Source: an optimization exercise on an open RTL-to-GDS flow (aim: a short achievable clock period and few clock cycles). Production flows keep margins and buffers that such runs may drop.
Function was checked by simulation only, so behaviour that the tests miss may differ from the original.
Some runs may be left out. An edit can pass the tests and still lose a function that they never use.
No driver is modelled on the clock port, so clocking that relies on it looks cheaper here than on a real chip.
Power figures rest on the tool's default switching activity, not on a simulated workload.

`flow/config.mk`:
```
export PLATFORM = sky130hd
export DESIGN_NAME = cpu
export DESIGN_NICKNAME = cpu
export VERILOG_FILES = /design/flow/design.v
export SDC_FILE = /design/flow/constraint.sdc
export NUM_CORES = 4
export LEC_CHECK = 0
export ABC_CLOCK_PERIOD_IN_PS = 3500
export CAP_MARGIN = 20
export CORE_MARGIN = 2
export CORE_UTILIZATION = 60
export CTS_BUF_LIST = sky130_fd_sc_hd__clkbuf_16
export CTS_CLUSTER_DIAMETER = 80
export CTS_CLUSTER_SIZE = 20
export SETUP_SLACK_MARGIN = 5
export SLEW_MARGIN = 20
```
`flow/constraint.sdc`:
```
create_clock -name core_clock -period 14.0 [get_ports {clk}]
set_input_delay 2.8000 -clock core_clock [delete_from_list [all_inputs] [get_ports {clk}]]
set_output_delay 2.8000 -clock core_clock [all_outputs]
set_load 0.01 [all_outputs]
```
`flow/design.v`:
```
module cpu(
    input  wire        clk,
    input  wire        rst,
    output wire [31:0] imem_addr,
    input  wire [31:0] imem_data,
    output reg         st_valid,
    output reg  [31:0] st_addr,
    output reg  [31:0] st_data,
    output wire        halted
);
localparam NB = 4;
reg  [31:0] fa;           
reg  [31:0] fo;           
reg         rst_d;
reg         hlt_d;        
assign imem_addr = fo;
reg  [NB-1:0]    bv;
reg  [32*NB-1:0] btag;
reg  [32*NB-1:0] btgt;
reg  [1:0]       bptr;
reg              balloc;         
reg  [31:0]      batag, batgt;
wire [NB-1:0] bhit;
reg  [31:0]   bt;
genvar gi;
generate
    for (gi = 0; gi < NB; gi = gi + 1) begin : g_btb
        assign bhit[gi] = bv[gi] && (btag[32*gi +: 32] == fa);
    end
endgenerate
integer k;
always @(*) begin
    bt = 32'h0;
    for (k = 0; k < NB; k = k + 1)
        bt = bt | ({32{bhit[k]}} & btgt[32*k +: 32]);
end
wire hit0 = |bhit;
reg         v1;
reg  [31:0] pc1;
reg         pt1;
reg  [31:0] ir;
reg         vD;
reg  [31:0] pcD;
reg         ptD;
reg  [31:1] sel1, sel2;
reg         fE1, fE2;    
reg         fW1, fW2;    
reg         vE;
reg  [31:0] pcE;
reg  [31:0] opA, opB, opS;
reg         fA, fB, fS;
reg  [8:0]  rsel;        
reg         subE, sraE;
reg         jalE;    
reg         brE, bneE, jalrE, stE, haltE, wrE, ptE;
reg  [1:0]  stwE;
reg  [4:0]  rdE;
reg  [31:0] linkE, brT, offIE;
reg         off2E, off3E;    
reg  [31:0] resW;            
reg  [31:0] resR;            
reg         weW;
reg  [4:0]  rdW;
reg         halted_r;
assign halted = halted_r;
wire [31:0] xr [0:31];
assign xr[0] = 32'h0;
generate
    for (gi = 1; gi < 32; gi = gi + 1) begin : g_rf
        reg [31:0] q;
        always @(posedge clk)
            if (weW && rdW == gi)
                q <= resR;
        assign xr[gi] = q;
    end
endgenerate
reg [31:0] rA, rB;
always @(*) begin
    rA = 32'h0;
    rB = 32'h0;
    for (k = 1; k < 32; k = k + 1) begin
        rA = rA | ({32{sel1[k]}} & xr[k]);
        rB = rB | ({32{sel2[k]}} & xr[k]);
    end
end
wire [6:0] opD  = ir[6:0];
wire [2:0] f3D  = ir[14:12];
wire [6:0] f7D  = ir[31:25];
wire [4:0] rdD  = ir[11:7];
wire isOPI  = opD == 7'b0010011;
wire isOP   = opD == 7'b0110011;
wire isST   = opD == 7'b0100011;
wire isBR   = opD == 7'b1100011;
wire isJAL  = opD == 7'b1101111;
wire isJALR = opD == 7'b1100111;
wire isSYS  = opD == 7'b1110011;
wire brOK   = isBR && f3D[2:1] == 2'b00;
wire isHalt = isSYS || (isBR && f3D[2:1] != 2'b00);
wire isALU  = isOPI || isOP;
wire wrD    = (isALU || isJAL || isJALR) && rdD != 5'd0;
wire [31:0] immI = {{20{ir[31]}}, ir[31:20]};
wire [31:0] immS = {{20{ir[31]}}, ir[31:25], ir[11:7]};
wire [31:0] offB = {{22{ir[31]}}, ir[7], ir[30:25], ir[11:9]};
wire [31:0] offJ = {{14{ir[31]}}, ir[19:12], ir[20], ir[30:22]};
wire [31:0] offI = {{22{ir[31]}}, ir[31:22]};
wire [31:0] tgtD  = pcD + (isJAL ? offJ : offB);
wire [31:0] linkD = pcD + 32'd1;
wire skipJ  = isJAL && !ptD && offJ == 32'd2 && v1 && !pt1;
wire        shB  = &offB[31:6] | ~|offB[31:6];
wire        shJ  = &offJ[31:6] | ~|offJ[31:6];
wire [6:0]  loB  = {1'b0, pcD[5:0]} + {1'b0, offB[5:0]};
wire [6:0]  loJ  = {1'b0, pcD[5:0]} + {1'b0, offJ[5:0]};
wire [25:0] hinc = pcD[31:6] + 26'd1;
wire [25:0] hdec = pcD[31:6] - 26'd1;
wire [31:0] tgB  = {(loB[6] == offB[31]) ? pcD[31:6] : loB[6] ? hinc : hdec, loB[5:0]};
wire [31:0] tgJ  = {(loJ[6] == offJ[31]) ? pcD[31:6] : loJ[6] ? hinc : hdec, loJ[5:0]};
wire [31:0] tgtS = isJAL ? tgJ : tgB;
wire redirJ = isJAL && !ptD && shJ && offJ != 32'd1 && !skipJ;
wire redirB0 = brOK && !ptD && shB && ir[31];
wire [31:0] rAf = fW1 ? resW : rA;
wire [31:0] rBf = fW2 ? resW : rB;
wire [31:0] a = fA ? resW : opA;
wire [31:0] b = fB ? resW : opB;
wire [31:0] s = fS ? resW : opS;
wire exE = vE;
wire [31:0] sum   = a + (b ^ {32{subE}}) + {31'b0, subE};
wire [31:0] r_sll = a << b[4:0];
wire [31:0] r_sr  = $signed({sraE & a[31], a}) >>> b[4:0];
wire        r_slt = $signed(a) < $signed(b);
wire        r_ult = a < b;
wire [31:0] res =
      ({32{rsel[0]}} & sum)
    | ({32{rsel[1]}} & r_sll)
    | ({32{rsel[2]}} & {31'b0, r_slt})
    | ({32{rsel[3]}} & {31'b0, r_ult})
    | ({32{rsel[4]}} & (a ^ b))
    | ({32{rsel[5]}} & r_sr)
    | ({32{rsel[6]}} & (a | b))
    | ({32{rsel[7]}} & (a & b))
    | ({32{rsel[8]}} & linkE);
wire        eq    = a == s;
wire        taken = brE && (bneE ^ eq);
wire [31:0] jt    = a + offIE;
wire        seqD  = vD && v1 && !ptD;
wire        skipE = exE && taken && !ptE && seqD && (off2E || (off3E && !pt1));
wire        kill1 = skipE && off3E;
wire        misE  = exE && ((brE && (taken ^ ptE)) || (jalE && !ptE) || jalrE || haltE) && !skipE;
wire [31:0] tgtE  = haltE ? pcE : jalrE ? jt : ((taken || jalE) ? brT : linkE);
wire        zD    = ir[24:20] == 5'd0;
wire        addE  = rsel[0] && !subE;
wire        canD  = brOK && zD && fE1 && addE;
wire [31:0] aob   = a | b;
wire        xz    = (a ^ b) == {aob[30:0], 1'b0};
wire        tkD   = f3D[0] ? !xz : xz;
wire        shortF = offB == 32'd2 || offB == 32'd3;
wire        resT  = canD && tkD && !ptD && shB && !shortF;
wire        resN  = canD && !tkD && ptD;
wire        redirB = redirB0 && !canD;
wire redirD = vD && !misE && !skipE && (redirJ || redirB || resT || resN);
wire [31:0] tgtR  = resN ? linkD : tgtS;
wire skipD  = vD && !misE && !skipE && skipJ;
wire allocE = exE && (taken || jalE) && !ptE && !skipE;
wire [31:0] fnext = misE ? tgtE : redirD ? tgtR : hit0 ? bt : fa + 32'd1;
wire allocD = redirD && !resN;
wire [4:0] rs1n = imem_data[19:15];
wire [4:0] rs2n = imem_data[24:20];
wire       wDv  = vD && wrD && !skipE;
wire       wEv  = vE && wrE;
always @(posedge clk) begin
    rst_d <= rst;
    pc1 <= fa;
    if (rst) begin
        fa  <= (rst_d && fa == 32'h0) ? 32'd1 : 32'd0;
        fo  <= (rst_d && fa == 32'h0) ? 32'd1 : 32'd0;
        v1  <= rst_d && fa == 32'h0;
        pt1 <= 1'b0;
    end else begin
        fa  <= fnext;
        fo  <= hlt_d ? 32'h0 : fnext;
        v1  <= !misE && !redirD;
        pt1 <= hit0;
    end
    if (rst) begin
        bv   <= {NB{1'b0}};
        bptr <= 2'd0;
        balloc <= 1'b0;
    end else begin
        balloc <= allocE || allocD;
        if (balloc) begin
            bv[bptr] <= 1'b1;
            btag[32*bptr +: 32] <= batag;
            btgt[32*bptr +: 32] <= batgt;
            bptr <= bptr + 2'd1;
        end
    end
    batag <= allocE ? pcE : pcD;
    batgt <= allocE ? brT : tgtS;
    ir  <= imem_data;
    pcD <= pc1;
    ptD <= pt1;
    vD  <= !rst && v1 && !misE && !redirD && !kill1 && !skipD;
    for (k = 1; k < 32; k = k + 1) begin
        sel1[k] <= rs1n == k;
        sel2[k] <= rs2n == k;
    end
    fE1 <= wDv && rs1n == rdD;
    fE2 <= wDv && rs2n == rdD;
    fW1 <= wEv && rs1n == rdE;
    fW2 <= wEv && rs2n == rdE;
    vE    <= !rst && vD && !misE && !skipE;
    pcE   <= pcD;
    opA   <= rAf;
    opS   <= rBf;
    opB   <= isOPI ? immI : isST ? immS : rBf;
    fA    <= fE1;
    fS    <= fE2;
    fB    <= fE2 && !isOPI && !isST;
    rsel[0] <= isST || (isALU && f3D == 3'b000);
    rsel[1] <= isALU && f3D == 3'b001;
    rsel[2] <= isALU && f3D == 3'b010;
    rsel[3] <= isALU && f3D == 3'b011;
    rsel[4] <= isALU && f3D == 3'b100;
    rsel[5] <= isALU && f3D == 3'b101;
    rsel[6] <= isALU && f3D == 3'b110;
    rsel[7] <= isALU && f3D == 3'b111;
    rsel[8] <= isJAL || isJALR;
    subE  <= isOP && f3D == 3'b000 && f7D == 7'h20;
    sraE  <= f7D == 7'h20;
    brE   <= brOK;
    bneE  <= f3D[0];
    jalrE <= isJALR;
    jalE  <= isJAL;
    stE   <= isST;
    stwE  <= f3D[1:0];
    haltE <= isHalt;
    wrE   <= wrD;
    ptE   <= canD ? (tkD && (ptD || (shB && !shortF))) : (ptD || redirB || (isJAL && shJ));
    rdE   <= rdD;
    linkE <= linkD;
    brT   <= tgtD;
    offIE <= offI;
    off2E <= offB == 32'd2;
    off3E <= offB == 32'd3;
    resW <= res;
    if (exE && wrE)
        resR <= res;
    weW  <= !rst && exE && wrE;
    rdW  <= rdE;
    hlt_d <= !rst && halted_r;
    if (rst)
        halted_r <= 1'b0;
    else if ((exE && haltE) || (vD && isHalt && !misE && !skipE))
        halted_r <= 1'b1;     
    st_valid <= !rst && exE && stE;
    st_addr  <= sum;
    case (stwE)
        2'b00:   st_data <= {24'b0, s[7:0]};
        2'b01:   st_data <= {16'b0, s[15:0]};
        default: st_data <= s;
    endcase
end
endmodule
```
`flow/flow/run.sh`:
```
#!/bin/bash
# Own layout flow: the standard ORFS flow, with two changes:
#  - timing repair aims at a larger setup-slack margin, so the optimiser keeps
#    improving paths far below the 14 ns clock (the SDC is unchanged);
#  - before clock-tree synthesis, each flip-flop that drives an output port is
#    moved next to that port's buffer (flow/pre_cts.tcl), then legalized.
set -euo pipefail
MARGIN=$(cat flow/margin.txt 2>/dev/null || echo 10)
bash standard.sh SETUP_SLACK_MARGIN=$MARGIN PRE_CTS_TCL=$PWD/flow/pre_cts.tcl finish > standard_flow.log 2>&1
```
`flow/flow/margin.txt`:
```
10.3
```
`flow/flow/pre_cts.tcl`:
```
# Move each flip-flop that drives an output port's buffer next to that
# buffer, so the register-to-port wire is short; then legalize.
set block [ord::get_db_block]
set moved 0
foreach bt [$block getBTerms] {
  if {[$bt getIoType] ne "OUTPUT"} { continue }
  set buf ""
  foreach it [[$bt getNet] getITerms] { if {[$it isOutputSignal]} { set buf [$it getInst] } }
  if {$buf eq ""} { continue }
  set inet ""
  foreach it [$buf getITerms] { if {[$it isInputSignal]} { set inet [$it getNet] } }
  if {$inet eq ""} { continue }
  set drv ""
  set n 0
  foreach it [$inet getITerms] { incr n; if {[$it isOutputSignal]} { set drv [$it getInst] } }
  if {$drv eq ""} { continue }
  if {![[$drv getMaster] isSequential]} { continue }
  set loc [$buf getLocation]
  $drv setLocation [lindex $loc 0] [lindex $loc 1]
  $drv setPlacementStatus PLACED
  incr moved
}
puts "pre_cts: moved $moved output flip-flops next to their port buffers"
detailed_placement
check_placement -verbose
```
`flow/standard.sh`:
```
#!/bin/bash
# synth_recipe.tcl (not shown) runs the flow's synth.tcl, then flattens the netlist and writes it again
# the make line also repeats each setting of config.mk as NAME=value (left out here)
make -C /OpenROAD-flow-scripts/flow DESIGN_CONFIG=/design/flow/config.mk WORK_HOME=/design/flow/orfs CLKGATE_MAP_FILE= SYNTH_SCRIPT=/design/flow/synth_recipe.tcl "${@:-finish}"
```
**Run 1: supply network**

Drawn at 1 px/um. Pins as bars on the die edge. Tap cells in grey.
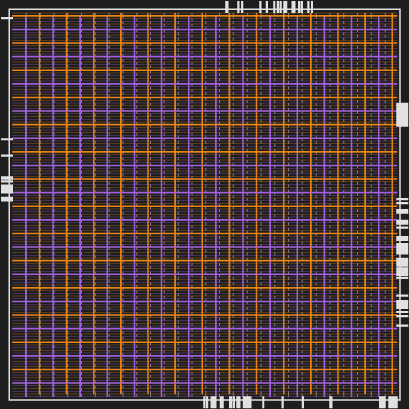
Orange stands for VDD. Purple stands for VSS.
132 signal pins sit on the boundary. 1930 tap cells.

**Run 1: cell density map**

Drawn at 1 px/um. The die is cut into 39 by 39 equal tiles; black is low, pale yellow is high, 0 to 100% covered.
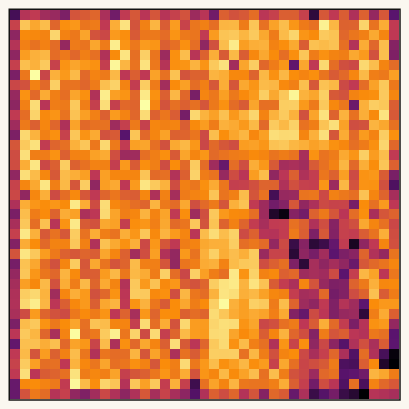
The fullest tile reaches 100%. 36% of the tiles are over 75% full. 0.20% of the tiles are nearly empty. The mean over all tiles is 67%.

==> run_results.csv, run 1 <==
group,metric,value,unit
logic_synthesis,synthCells,7914,
logic_synthesis,synth.distinct_cells,89,
global_route,gr-usage-all-layers,51.92,%
logic_synthesis,synth_compound_area_share,18.52,%
route,drtIter0Drc,14670,
logic_synthesis,synth_mux_area_share,3.256,%
placed_design,dp_cells,9622,
logic_synthesis,synth-adder-area-share,2.977,%
logic_synthesis,syn_area,89100,um2
route,detail_route.wl_per_cell,39.90,um
power,p_leak,37.83,nW
logic_synthesis,synth_top_cells_by_count,"1280 x edfxtp_1, 640 x dfxtp_1, 631 x nand2_1",
power,powerComb,2.55,mW
cells_and_area,largestRegisters,"g_rf.q: 992 flops, btag: 128 flops, btgt: 128 flops",
critical_path,required,14680,ps
hold_path,hold_path.class,"flip-flop to flip-flop",
critical_path,reg2reg_slack,9680,ps
cells_and_area,layout-drive-gt1-share,18.78,%
critical_path,timing_worst_setup_path_type,"flip-flop to flip-flop",
logic_synthesis,synth_ff_type,"edfxtp_1",
power,irDropWorstVdd,0.1298,mV
power,power,12.52,mW
cells_and_area,regMostFlops,"g_rf.q",
hold_path,whs_path_depth,0,
logic_synthesis,synth-async-reset-ratio,0,%
critical_path,critPathTopFamily,"compound AO/OA/AOI/OAI gates",
timing,finalMaxSlewViolations,0,
cells_and_area,final_common_cell,"edfxtp_1",
route,num_vias,78280,
critical_path,worstRegToRegCells,13,
timing,finalSetupViolCount,0,
logic_synthesis,synth_fp_nets,8157,
outcome,status,"complete, no violations",
timing,finalHoldViolCount,0,
power,p_per_area,120.1,nW/um2
clocking,clk_pin_slew,80,ps
power,seqPwrFrac,50.8,%
logic_synthesis,syn_area_per_cell,11.26,um2
clocking,clock-sinks,1920,
flow_run,maxCapViolations,0,
logic_synthesis,synth_edf_count,1280,
cells_and_area,finalNetCount,8384,
clocking,clock_latency,820,ps
timing,fin_tns_setup,0,ps
Testbench counts for the RTL of run 1, summed over its fixed seeds: cycles 84,630.
**Run 1: ports around the boundary**

Drawn at 1 px/um. Pins as bars across the die edge, other pins in grey.
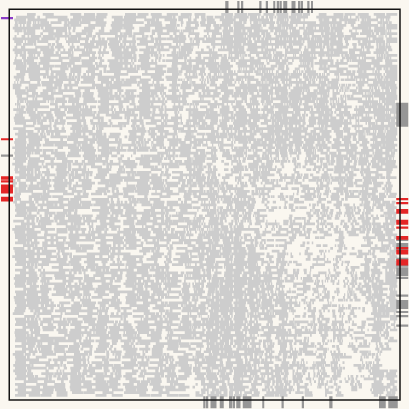
Red stands for `imem_data`, pins 32, direction input, edge 19 east, 13 west. Purple stands for `clk`, pins 1, direction input, edge west.
All pins by edge: 60 east, 40 south, 17 north, 15 west.
chip height: 389.4 um
die width: 389.4 um
number of port buffers: 131

==> run 1: worst max-delay path by stage <==
stage	start	to	slack, ps	cells past startpoint
4_1_cts	fA	fo[4]	9840	18
2_1_floorplan	rst	btag[0]	6700	3
5_1_grt	fB	fo[0]	9680	17
3_5_place_dp	rst	btgt[25]	8060	5
3_3_place_gp	rst	btgt[120]	8090	5
6_report	ir[9]	fo[24]	9680	13
==> run 1: cell type report <==
class,count,area [um2],area share (%)
Sequential cell,1920,51520,49.43
Inverter,427,1648,1.581
Clock inverter,84,630.6,0.6051
Multi-Input combinational cell,5057,38570,37.01
Tap cell,1930,2415,2.317
Timing Repair Buffer,620,6416,6.157
Antenna cell,18,45.04,0.04322
Clock buffer,119,2978,2.857
==> run 1: what timing repair did <==
item	CTS	global route
pin swaps	190	116
buffers inserted	221	69
hold endpoints to repair	0	0
endpoints found under the setup margin	602	362
gates cloned	33	3
hold buffers	0	0
gates resized for setup	1064	281
==> run 1: per-layer routing <==
layer	GRT usage [%]	up-vias	part of all wire (%)
li1	-	30460	-
met1	64.56	37190	33
met2	71.70	8147	39
met3	22.47	2454	17
met4	38.01	30	10
met5	0.8931	-	0.10
--- run 2 (diff from run 1) ---
--- a/flow/design.v
+++ b/flow/design.v
@@ -41,6 +41,8 @@
 reg  [31:0] ir;
 reg         vD;
 reg  [31:0] pcD;
+reg  [31:0] linkD;           
+reg  [25:0] hinc, hdec;      
 reg         ptD;
 reg  [31:1] sel1, sel2;
 reg         fE1, fE2;    
@@ -104,14 +106,11 @@
 wire [31:0] offJ = {{14{ir[31]}}, ir[19:12], ir[20], ir[30:22]};
 wire [31:0] offI = {{22{ir[31]}}, ir[31:22]};
 wire [31:0] tgtD  = pcD + (isJAL ? offJ : offB);
-wire [31:0] linkD = pcD + 32'd1;
 wire skipJ  = isJAL && !ptD && offJ == 32'd2 && v1 && !pt1;
 wire        shB  = &offB[31:6] | ~|offB[31:6];
 wire        shJ  = &offJ[31:6] | ~|offJ[31:6];
 wire [6:0]  loB  = {1'b0, pcD[5:0]} + {1'b0, offB[5:0]};
 wire [6:0]  loJ  = {1'b0, pcD[5:0]} + {1'b0, offJ[5:0]};
-wire [25:0] hinc = pcD[31:6] + 26'd1;
-wire [25:0] hdec = pcD[31:6] - 26'd1;
 wire [31:0] tgB  = {(loB[6] == offB[31]) ? pcD[31:6] : loB[6] ? hinc : hdec, loB[5:0]};
 wire [31:0] tgJ  = {(loJ[6] == offJ[31]) ? pcD[31:6] : loJ[6] ? hinc : hdec, loJ[5:0]};
 wire [31:0] tgtS = isJAL ? tgJ : tgB;
@@ -197,6 +196,9 @@
     batgt <= allocE ? brT : tgtS;
     ir  <= imem_data;
     pcD <= pc1;
+    linkD <= pc1 + 32'd1;
+    hinc <= pc1[31:6] + 26'd1;
+    hdec <= pc1[31:6] - 26'd1;
     ptD <= pt1;
     vD  <= !rst && v1 && !misE && !redirD && !kill1 && !skipD;
     for (k = 1; k < 32; k = k + 1) begin
**Run 2: supply network**

Drawn at 1 px/um. Pins as bars on the die edge. Tap cells in grey.
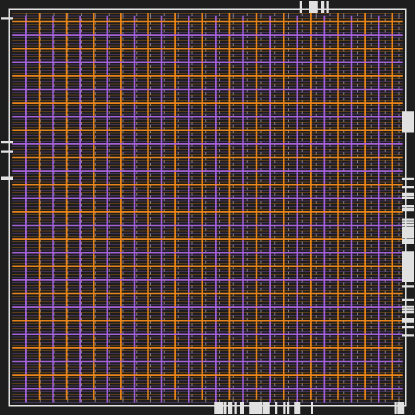
Purple stands for VSS. Orange stands for VDD.
28 straps on met4. 132 signal pins sit on the boundary. The core has 143 rows.

**Run 2: ports around the boundary**

Drawn at 1 px/um. Pins as bars across the die edge, other pins in grey.
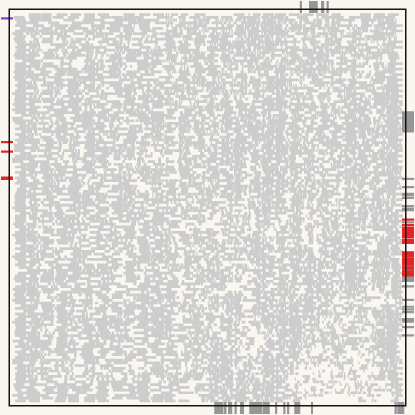
Red stands for `imem_data`, pins 32, direction input, edge 28 east, 4 west. Purple stands for `clk`, pins 1, direction input, edge west.

==> run_results.csv, run 2 <==
group,metric,value,unit
outcome,status,"complete, no violations",
power,p_leak,39.29,nW
clocking,clock_latency,820,ps
critical_path,reg2reg_slack,9630,ps
route,dr_wl_met3,75.34,mm
clocking,clock-sinks,2003,
route,num_vias,79980,
route,detail_route.wl_per_cell,40.35,um
route,wl_met2,165.6,mm
global_route,gr-usage-all-layers,51.79,%
logic_synthesis,synth_fp_nets,8323,
power,power,13.02,mW
logic_synthesis,synth_ff_type,"edfxtp_1",
logic_synthesis,synth-async-reset-ratio,0,%
logic_synthesis,syn_area_per_cell,11.35,um2
flow_run,maxCapViolations,0,
global_route,grtUsageMet1,64.68,%
timing,finalHoldViolCount,0,
placed_design,dp_cells,9894,
timing,finalMaxSlewViolations,0,
logic_synthesis,synthCells,8080,
critical_path,timing_worst_setup_path_type,"flip-flop to flip-flop",
cells_and_area,finalNetCount,8592,
route,drtIter0Drc,16040,
timing,fin_ws,9628,ps
logic_synthesis,synth.distinct_cells,96,
global_route,met2_usage,70.41,%
die,die_w,395.0,um
timing,fin_tns_setup,0,ps
route,top_layer,"met5",
clocking,ctsResizeCount,885,
global_route,met3_usage,22.78,%
critical_path,critPathTopFamily,"simple AND/OR/NAND/NOR gates",
clocking,clk_pin_slew,90,ps
logic_synthesis,synth_edf_count,1280,
power,p_per_area,120.8,nW/um2
logic_synthesis,synth_top_cells_by_count,"1280 x edfxtp_1, 723 x dfxtp_1, 630 x nand2_1",
cells_and_area,largestRegisters,"g_rf.q: 992 flops, btag: 128 flops, btgt: 128 flops",
global_route,busiest_layer,"met2",
timing,finalSetupViolCount,0,
die,die_h,395.0,um
hold_path,hold_path.class,"flip-flop to flip-flop",
route,wl_met1,138.1,mm
power,irDropWorstVdd,0.1329,mV
logic_synthesis,synth_top_cell_area_share,41.90,%
critical_path,required,14690,ps
cells_and_area,regMostFlops,"g_rf.q",
placed_design,portBuffers,131,
clocking,cts_hold_buffers,0,
logic_synthesis,syn_area,91730,um2
Testbench counts for the RTL of run 2, summed over its fixed seeds: cycles 84,630.
**Run 2: cell density map**

Drawn at 1 px/um. The die is cut into 40 by 40 equal tiles; black is low, pale yellow is high, 0 to 100% covered.
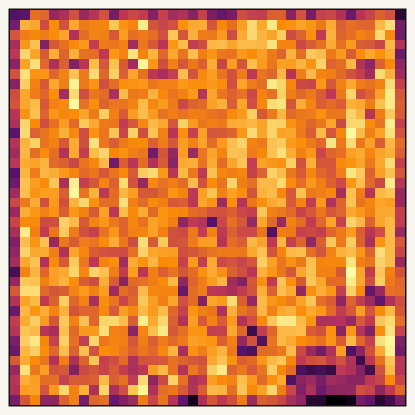
0.10% of the tiles are nearly empty. The fullest tile reaches 100%. 36% of the tiles are over 75% full.
final core occ: 71.00%
CORE AREA: 151900 um2
Starting Density: 60.39%

run 2: worst paths after layout:
check | startpoint | end | cells past startpoint
min | fE2 | fS | 0
max | resW[22] | fo[26] | 17
min reg2reg | fE2 | fS | 0
max reg2reg | resW[22] | fo[26] | 17
run 2: final cells by class:
cell class | instances | area (um2)
tap | 2030 | 2540
inverter | 443 | 1724
multi-input combinational | 5111 | 39450
antenna | 16 | 40.04
fill | 10650 | 44060
sequential | 2003 | 53210
clock inverter | 71 | 691.9
timing repair buffer | 660 | 6894
clock buffer | 132 | 3303
run 2: logic make-up (layout without fill, tap and decap cells):
group,count (synthesis),in the layout,share of synthesized area (%)
buffers and inverters,970,1306,4.085
flip-flops,2003,2003,57.68
multiplexers,311,311,3.578
XOR/XNOR,445,445,4.249
other,0,16,0
AO/OA/AOI/OAI,2359,2360,18.28
adder cells (fa/ha/maj),209,209,2.892
AND/OR/NAND/NOR,1783,1786,9.241
run 2: power by group:
part / internal (mW) / leakage (nW) / total [mW] / switching (mW)
clock: 1.82 / 2.06 / 3.97 / 2.15
combinational: 0.998 / 19.8 / 2.46 / 1.46
sequential: 6.36 / 17.5 / 6.59 / 0.227
total: 9.18 / 39.3 / 13.0 / 3.84
--- run 3 (diff from run 2) ---
--- a/flow/design.v
+++ b/flow/design.v
@@ -53,6 +53,7 @@
 reg         fA, fB, fS;
 reg  [8:0]  rsel;        
 reg         subE, sraE;
+reg         addiE;       
 reg         jalE;    
 reg         brE, bneE, jalrE, stE, haltE, wrE, ptE;
 reg  [1:0]  stwE;
@@ -146,10 +147,12 @@
 wire        misE  = exE && ((brE && (taken ^ ptE)) || (jalE && !ptE) || jalrE || haltE) && !skipE;
 wire [31:0] tgtE  = haltE ? pcE : jalrE ? jt : ((taken || jalE) ? brT : linkE);
 wire        zD    = ir[24:20] == 5'd0;
-wire        addE  = rsel[0] && !subE;
-wire        canD  = brOK && zD && fE1 && addE;
-wire [31:0] aob   = a | b;
-wire        xz    = (a ^ b) == {aob[30:0], 1'b0};
+wire        canD  = brOK && zD && fE1 && addiE;
+wire [31:0] oOB   = opA | opB;
+wire [31:0] rOB   = resW | opB;
+wire        zO    = (opA ^ opB) == {oOB[30:0], 1'b0};
+wire        zR    = (resW ^ opB) == {rOB[30:0], 1'b0};
+wire        xz    = fA ? zR : zO;
 wire        tkD   = f3D[0] ? !xz : xz;
 wire        shortF = offB == 32'd2 || offB == 32'd3;
 wire        resT  = canD && tkD && !ptD && shB && !shortF;
@@ -217,6 +220,7 @@
     fA    <= fE1;
     fS    <= fE2;
     fB    <= fE2 && !isOPI && !isST;
+    addiE <= isOPI && f3D == 3'b000;
     rsel[0] <= isST || (isALU && f3D == 3'b000);
     rsel[1] <= isALU && f3D == 3'b001;
     rsel[2] <= isALU && f3D == 3'b010;
**Run 3: ports around the boundary**

Drawn at 1 px/um. Pins as bars across the die edge, other pins in grey.
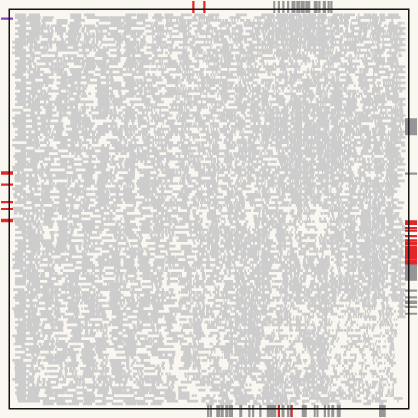
Red stands for `imem_data`, pins 32, direction input, edge 21 east, 7 west, 2 south, 2 north. Purple stands for `clk`, pins 1, direction input, edge west.

**Run 3: cell density map**

Drawn at 1 px/um. The die is cut into 40 by 40 equal tiles; black is low, pale yellow is high, 0 to 100% covered.
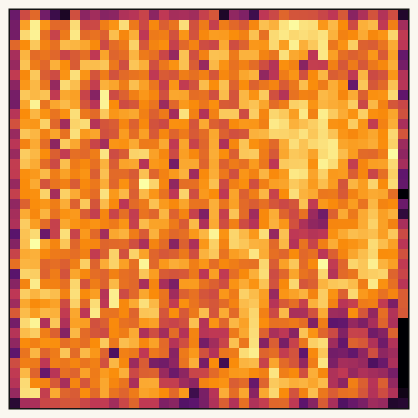
The fullest tile reaches 100%. The mean over all tiles is 68%. 0.50% of the tiles are nearly empty.

==> run_results.csv, run 3 <==
group,metric,value,unit
logic_synthesis,synthCells,8434,
global_route,grtUsageMet1,64.05,%
outcome,violations,"max-capacitance violations, max-slew violations",
logic_synthesis,syn_area,93100,um2
hold_path,hold_start,"linkD[6]",
critical_path,startpoint,"fA",
placed_design,dp_cells,10260,
power,irDropWorstVdd,0.1444,mV
hold_path,whs_path_depth,0,
global_route,met2_usage,70.85,%
critical_path,required,14700,ps
flow_run,maxCapViolations,1,
timing,finalSetupViolCount,0,
cells_and_area,utilization,71.38,%
logic_synthesis,synth_edf_count,1280,
global_route,met3_usage,22.71,%
logic_synthesis,synth.distinct_cells,94,
route,wl_met2,169.2,mm
critical_path,cp_num_cells,23,
power,p_leak,39.94,nW
logic_synthesis,synth_ff_type,"edfxtp_1",
critical_path,critPathTopFamily,"compound AO/OA/AOI/OAI gates",
route,num_vias,83080,
outcome,status,"failed layout checks",
hold_path,hold_path.class,"flip-flop to flip-flop",
timing,finalMaxSlewViolations,3,
clocking,clock-sinks,2004,
critical_path,r2r-start,"fA",
power,power,12.78,mW
timing,fin_tns_setup,0,ps
timing,finalHoldViolCount,0,
global_route,busiest_layer,"met2",
clocking,clk_pin_slew,100,ps
cells_and_area,largestRegisters,"g_rf.q: 992 flops, btag: 128 flops, btgt: 128 flops",
logic_synthesis,synth-async-reset-ratio,0,%
logic_synthesis,synth_top_cell_area_share,41.29,%
logic_synthesis,synth_top_cells_by_count,"1280 x edfxtp_1, 799 x nand2_1, 724 x dfxtp_1",
Testbench counts for the RTL of run 3, summed over its fixed seeds: cycles 84,630.
**Run 3: supply network**

Drawn at 1 px/um. Pins as bars on the die edge. Tap cells in grey.
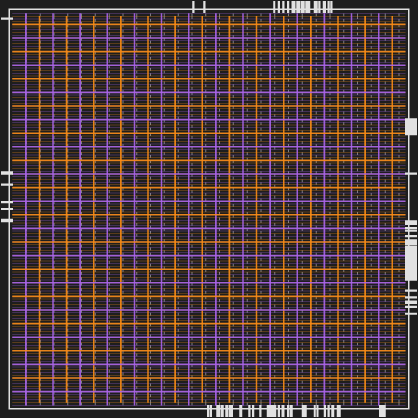
Purple stands for VSS. Orange stands for VDD.
2044 tap cells. The core has 144 rows. 145 met1 rails follow the rows. 132 signal pins sit on the boundary. 28 straps on met5.
CORE AREA: 154000 um2
die width: 397.9 um

==> run 3: layout make-up <==
class,instances,area [um2],share of cell area (%)
clock buffer,117,2928,2.663
clock inverter,94,571.8,0.5200
inverter,499,1958,1.781
multi-input combinational,5405,40940,37.24
timing repair buffer,716,7557,6.873
tap,2044,2557,2.326
antenna,32,80.08,0.07283
timing repair inverter,3,25.02,0.02276
sequential,2004,53330,48.51
==> run 3: timing repair <==
item / 4_1_cts / 5_1_grt
hold endpoints to repair: 0 / 0
endpoints found under the setup margin: 577 / 316
gates cloned: 30 / 15
setup buffers: 251 / 117
hold buffers: 0 / 0
resized for setup: 1217 / 396
pin swaps: 206 / 188
==> run 3: logic make-up after synthesis <==
group	Yosys count	share of synthesized area [%]
compound gates	2425	18.53
xor+xnor	470	4.422
fa+ha+maj	271	3.682
buf+inv	1031	4.255
flops	2004	56.85
mux	201	2.208
simple gates	2032	10.05
==> run 3: power by group <==
group / internal (mW) / switching (mW)
sequential: 6.37 / 0.222
clock: 1.55 / 2.06
combinational: 1.02 / 1.55
total: 8.95 / 3.83
--- run 4 (diff from run 3) ---
--- a/flow/design.v
+++ b/flow/design.v
@@ -58,7 +58,7 @@
 reg         brE, bneE, jalrE, stE, haltE, wrE, ptE;
 reg  [1:0]  stwE;
 reg  [4:0]  rdE;
-reg  [31:0] linkE, brT, offIE;
+reg  [31:0] linkE, offE, offIE;
 reg         off2E, off3E;    
 reg  [31:0] resW;            
 reg  [31:0] resR;            
@@ -106,7 +106,6 @@
 wire [31:0] offB = {{22{ir[31]}}, ir[7], ir[30:25], ir[11:9]};
 wire [31:0] offJ = {{14{ir[31]}}, ir[19:12], ir[20], ir[30:22]};
 wire [31:0] offI = {{22{ir[31]}}, ir[31:22]};
-wire [31:0] tgtD  = pcD + (isJAL ? offJ : offB);
 wire skipJ  = isJAL && !ptD && offJ == 32'd2 && v1 && !pt1;
 wire        shB  = &offB[31:6] | ~|offB[31:6];
 wire        shJ  = &offJ[31:6] | ~|offJ[31:6];
@@ -140,6 +139,7 @@
     | ({32{rsel[8]}} & linkE);
 wire        eq    = a == s;
 wire        taken = brE && (bneE ^ eq);
+wire [31:0] brT   = pcE + offE;    
 wire [31:0] jt    = a + offIE;
 wire        seqD  = vD && v1 && !ptD;
 wire        skipE = exE && taken && !ptE && seqD && (off2E || (off3E && !pt1));
@@ -243,7 +243,7 @@
     ptE   <= canD ? (tkD && (ptD || (shB && !shortF))) : (ptD || redirB || (isJAL && shJ));
     rdE   <= rdD;
     linkE <= linkD;
-    brT   <= tgtD;
+    offE  <= isJAL ? offJ : offB;
     offIE <= offI;
     off2E <= offB == 32'd2;
     off3E <= offB == 32'd3;
**Run 4: cell density map**

Drawn at 1 px/um. The die is cut into 40 by 40 equal tiles; black is low, pale yellow is high, 0 to 100% covered.
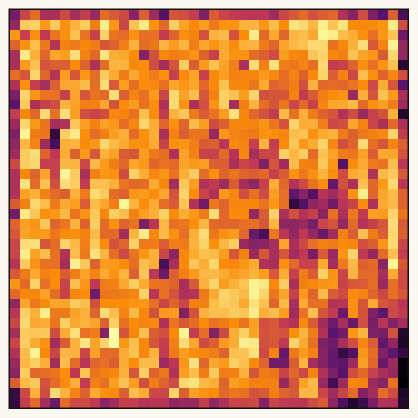
The mean over all tiles is 67%. The fullest tile reaches 100%. 38% of the tiles are over 75% full. The emptiest ninth of the die: south-east. 0.10% of the tiles are nearly empty.

**Run 4: supply network**

Drawn at 1 px/um. Pins as bars on the die edge. Tap cells in grey.
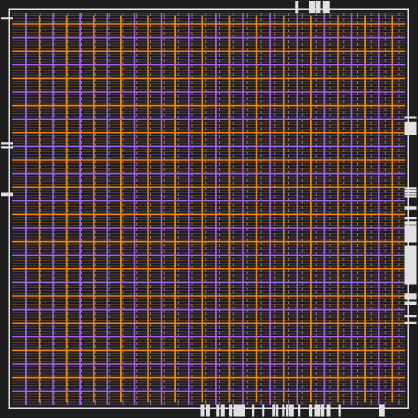
Purple stands for VSS. Orange stands for VDD.
28 straps on met4. 145 met1 rails follow the rows. 2044 tap cells.
CORE AREA: 153900 um2
chip height: 397.5 um
die width: 397.5 um
peak supply drop: 0.1333 mV

==> run_results.csv, run 4 <==
group,metric,value,unit
outcome,status,"failed layout checks",
outcome,violations,"max-capacitance violations, max-slew violations",
critical_path,required,11200,ps
die,ios,132,
logic_synthesis,ys_warn_count,1,
timing,max_freq,245.6,MHz
global_route,busiest_layer,"met2",
flow_run,maxCapViolations,1,
logic_synthesis,ys_seq_area_share,56.53,%
global_route,met2_usage,71.59,%
timing,finalHoldViolCount,0,
critical_path,cp-start-kind,"flip-flop",
placed_design,pre_cts_ws,8216,ps
critical_path,crit_chain,"buf_6",
placed_design,place_area,97100,um2
critical_path,cp_num_cells,1,
clocking,cts_hold_buffers,0,
power,power,12.82,mW
logic_synthesis,synth_top_cell_area_share,41.36,%
global_route,antenna_found_initial,53,
timing,finalSetupViolCount,0,
logic_synthesis,synth.distinct_cells,89,
route,num_vias,83920,
critical_path,startpoint,"fo[30]",
route,wl_met2,169.5,mm
placed_design,dp_cells,10240,
global_route,grtUsageMet1,65.34,%
clocking,cts_tree,"yes",
global_route,gr-usage-all-layers,52.03,%
logic_synthesis,synth_edf_count,1280,
clocking,numCtsBuffers,116,
power,p_leak,40.02,nW
logic_synthesis,synth-async-reset-ratio,0,%
critical_path,r2r-start,"fA",
logic_synthesis,syn_area,92920,um2
timing,fin_tns_setup,0,ps
logic_synthesis,synthCells,8412,
die,rows,144,
logic_synthesis,synth_ff_type,"edfxtp_1",
logic_synthesis,syn_area_per_cell,11.05,um2
timing,finalMaxSlewViolations,3,
logic_synthesis,synth_top_cells_by_count,"1280 x edfxtp_1, 738 x nand2_1, 704 x dfxtp_1",
power,p_per_area,117.4,nW/um2
clocking,clk_pin_slew,90,ps
clocking,clock-sinks,1984,
global_route,met3_usage,22.26,%
cells_and_area,layout-drive-gt1-share,19.56,%
cells_and_area,utilization,70.94,%
critical_path,slowest_stage,"dfxtp_2",
hold_path,hold_start,"linkD[13]",
hold_path,whs_path_depth,0,
hold_path,hold_path.class,"flip-flop to flip-flop",
critical_path,critPathTopFamily,"flip-flops",
cells_and_area,largestRegisters,"g_rf.q: 992 flops, btag: 128 flops, btgt: 128 flops",
logic_synthesis,synth_fp_nets,8720,
critical_path,cp_max_fo,1,
Testbench counts for the RTL of run 4, summed over its fixed seeds: cycles 84,630.
**Run 4: ports around the boundary**

Drawn at 1 px/um. Pins as bars across the die edge, other pins in grey.
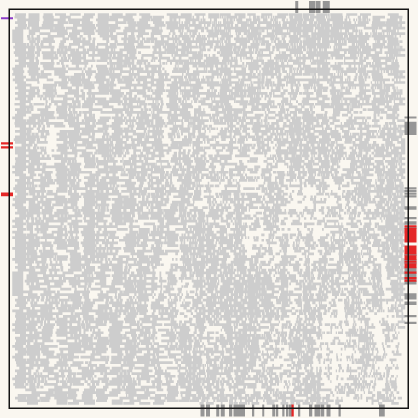
Red stands for `imem_data`, pins 32, direction input, edge 27 east, 4 west, 1 south. Purple stands for `clk`, pins 1, direction input, edge west.

run 4: cell count changes after synthesis, sizes merged, moves of 21 or more:
cell	change
o211ai	+21
a21o	+50
clkbuf	+25
xor2	+45
xnor2	-35
nor2	-47
nand2	-61
run 4: final cells by class:
type,instances,area (um2)
repair buffers,738,7521
inverters,505,1983
flip-flops and latches,1984,52980
multi-input cells,5383,40550
clock buffers,117,2928
diodes,36,90.09
fillers,10850,44710
well taps,2044,2557
repair inverters,2,17.52
clock inverters,66,535.5
run 4: logic make-up after synthesis:
group / Yosys count / synth area share [%]
DFF: 1984 / 56.53
AOI/OAI and AO/OA: 2500 / 19.18
xor gates and xnor gates: 480 / 4.524
and+or+nand+nor: 1932 / 9.676
muxes: 185 / 2.039
adders and majority gates: 274 / 3.730
buffers and inverters: 1057 / 4.325
run 4: what timing repair did:
action | in CTS | in global routing
buffers inserted | 194 | 171
resized for setup | 1055 | 473
endpoints found under the setup margin | 529 | 358
gates cloned | 30 | 19
pin swaps | 133 | 204
run 4: power breakdown:
part / total [mW] / switching, mW / leakage, nW / internal, mW
clock: 3.61 / 2.05 / 1.84 / 1.57
combinational: 2.68 / 1.61 / 20.8 / 1.07
sequential: 6.52 / 0.197 / 17.4 / 6.32

[port drivers added, routing unchanged]
The results above use ideal ports. As a check the final layouts listed here were re-extracted and re-timed, cells and wires unchanged.
Step 1 assumes that a clkbuf_16 drives the clock port and a buf_2 every other input.
Step 2 adds t to the input delays and takes it off the output delays; t is the mean of the earliest and latest rising clock arrival at the registers after step 1. Input paths then give back, and output paths get back, about the clock's delay inside the block.
Three values: ideal ports, drivers, drivers and shift; two values: the first two.
run	shift t [ns]	setup WS [ns]	hold WS [ns]	worst setup path after step 2
run 1	0.882	9.682 / 9.682 / 9.192	0.304 / 0.304 / 0.304	input to register
run 2	0.891	9.628 / 9.628 / 9.047	0.350 / 0.350 / 0.350	input to register
run 3	0.887	9.835 / 9.824 / 9.186	0.356 / 0.356 / 0.356	input to register
run 4	0.915	9.928 / 9.831 / 9.371	0.352 / 0.352 / 0.352	input to register
For run 3, which loses most, drivers alone change the setup slack by -0.011 ns; drivers and shift together by -0.649 ns.
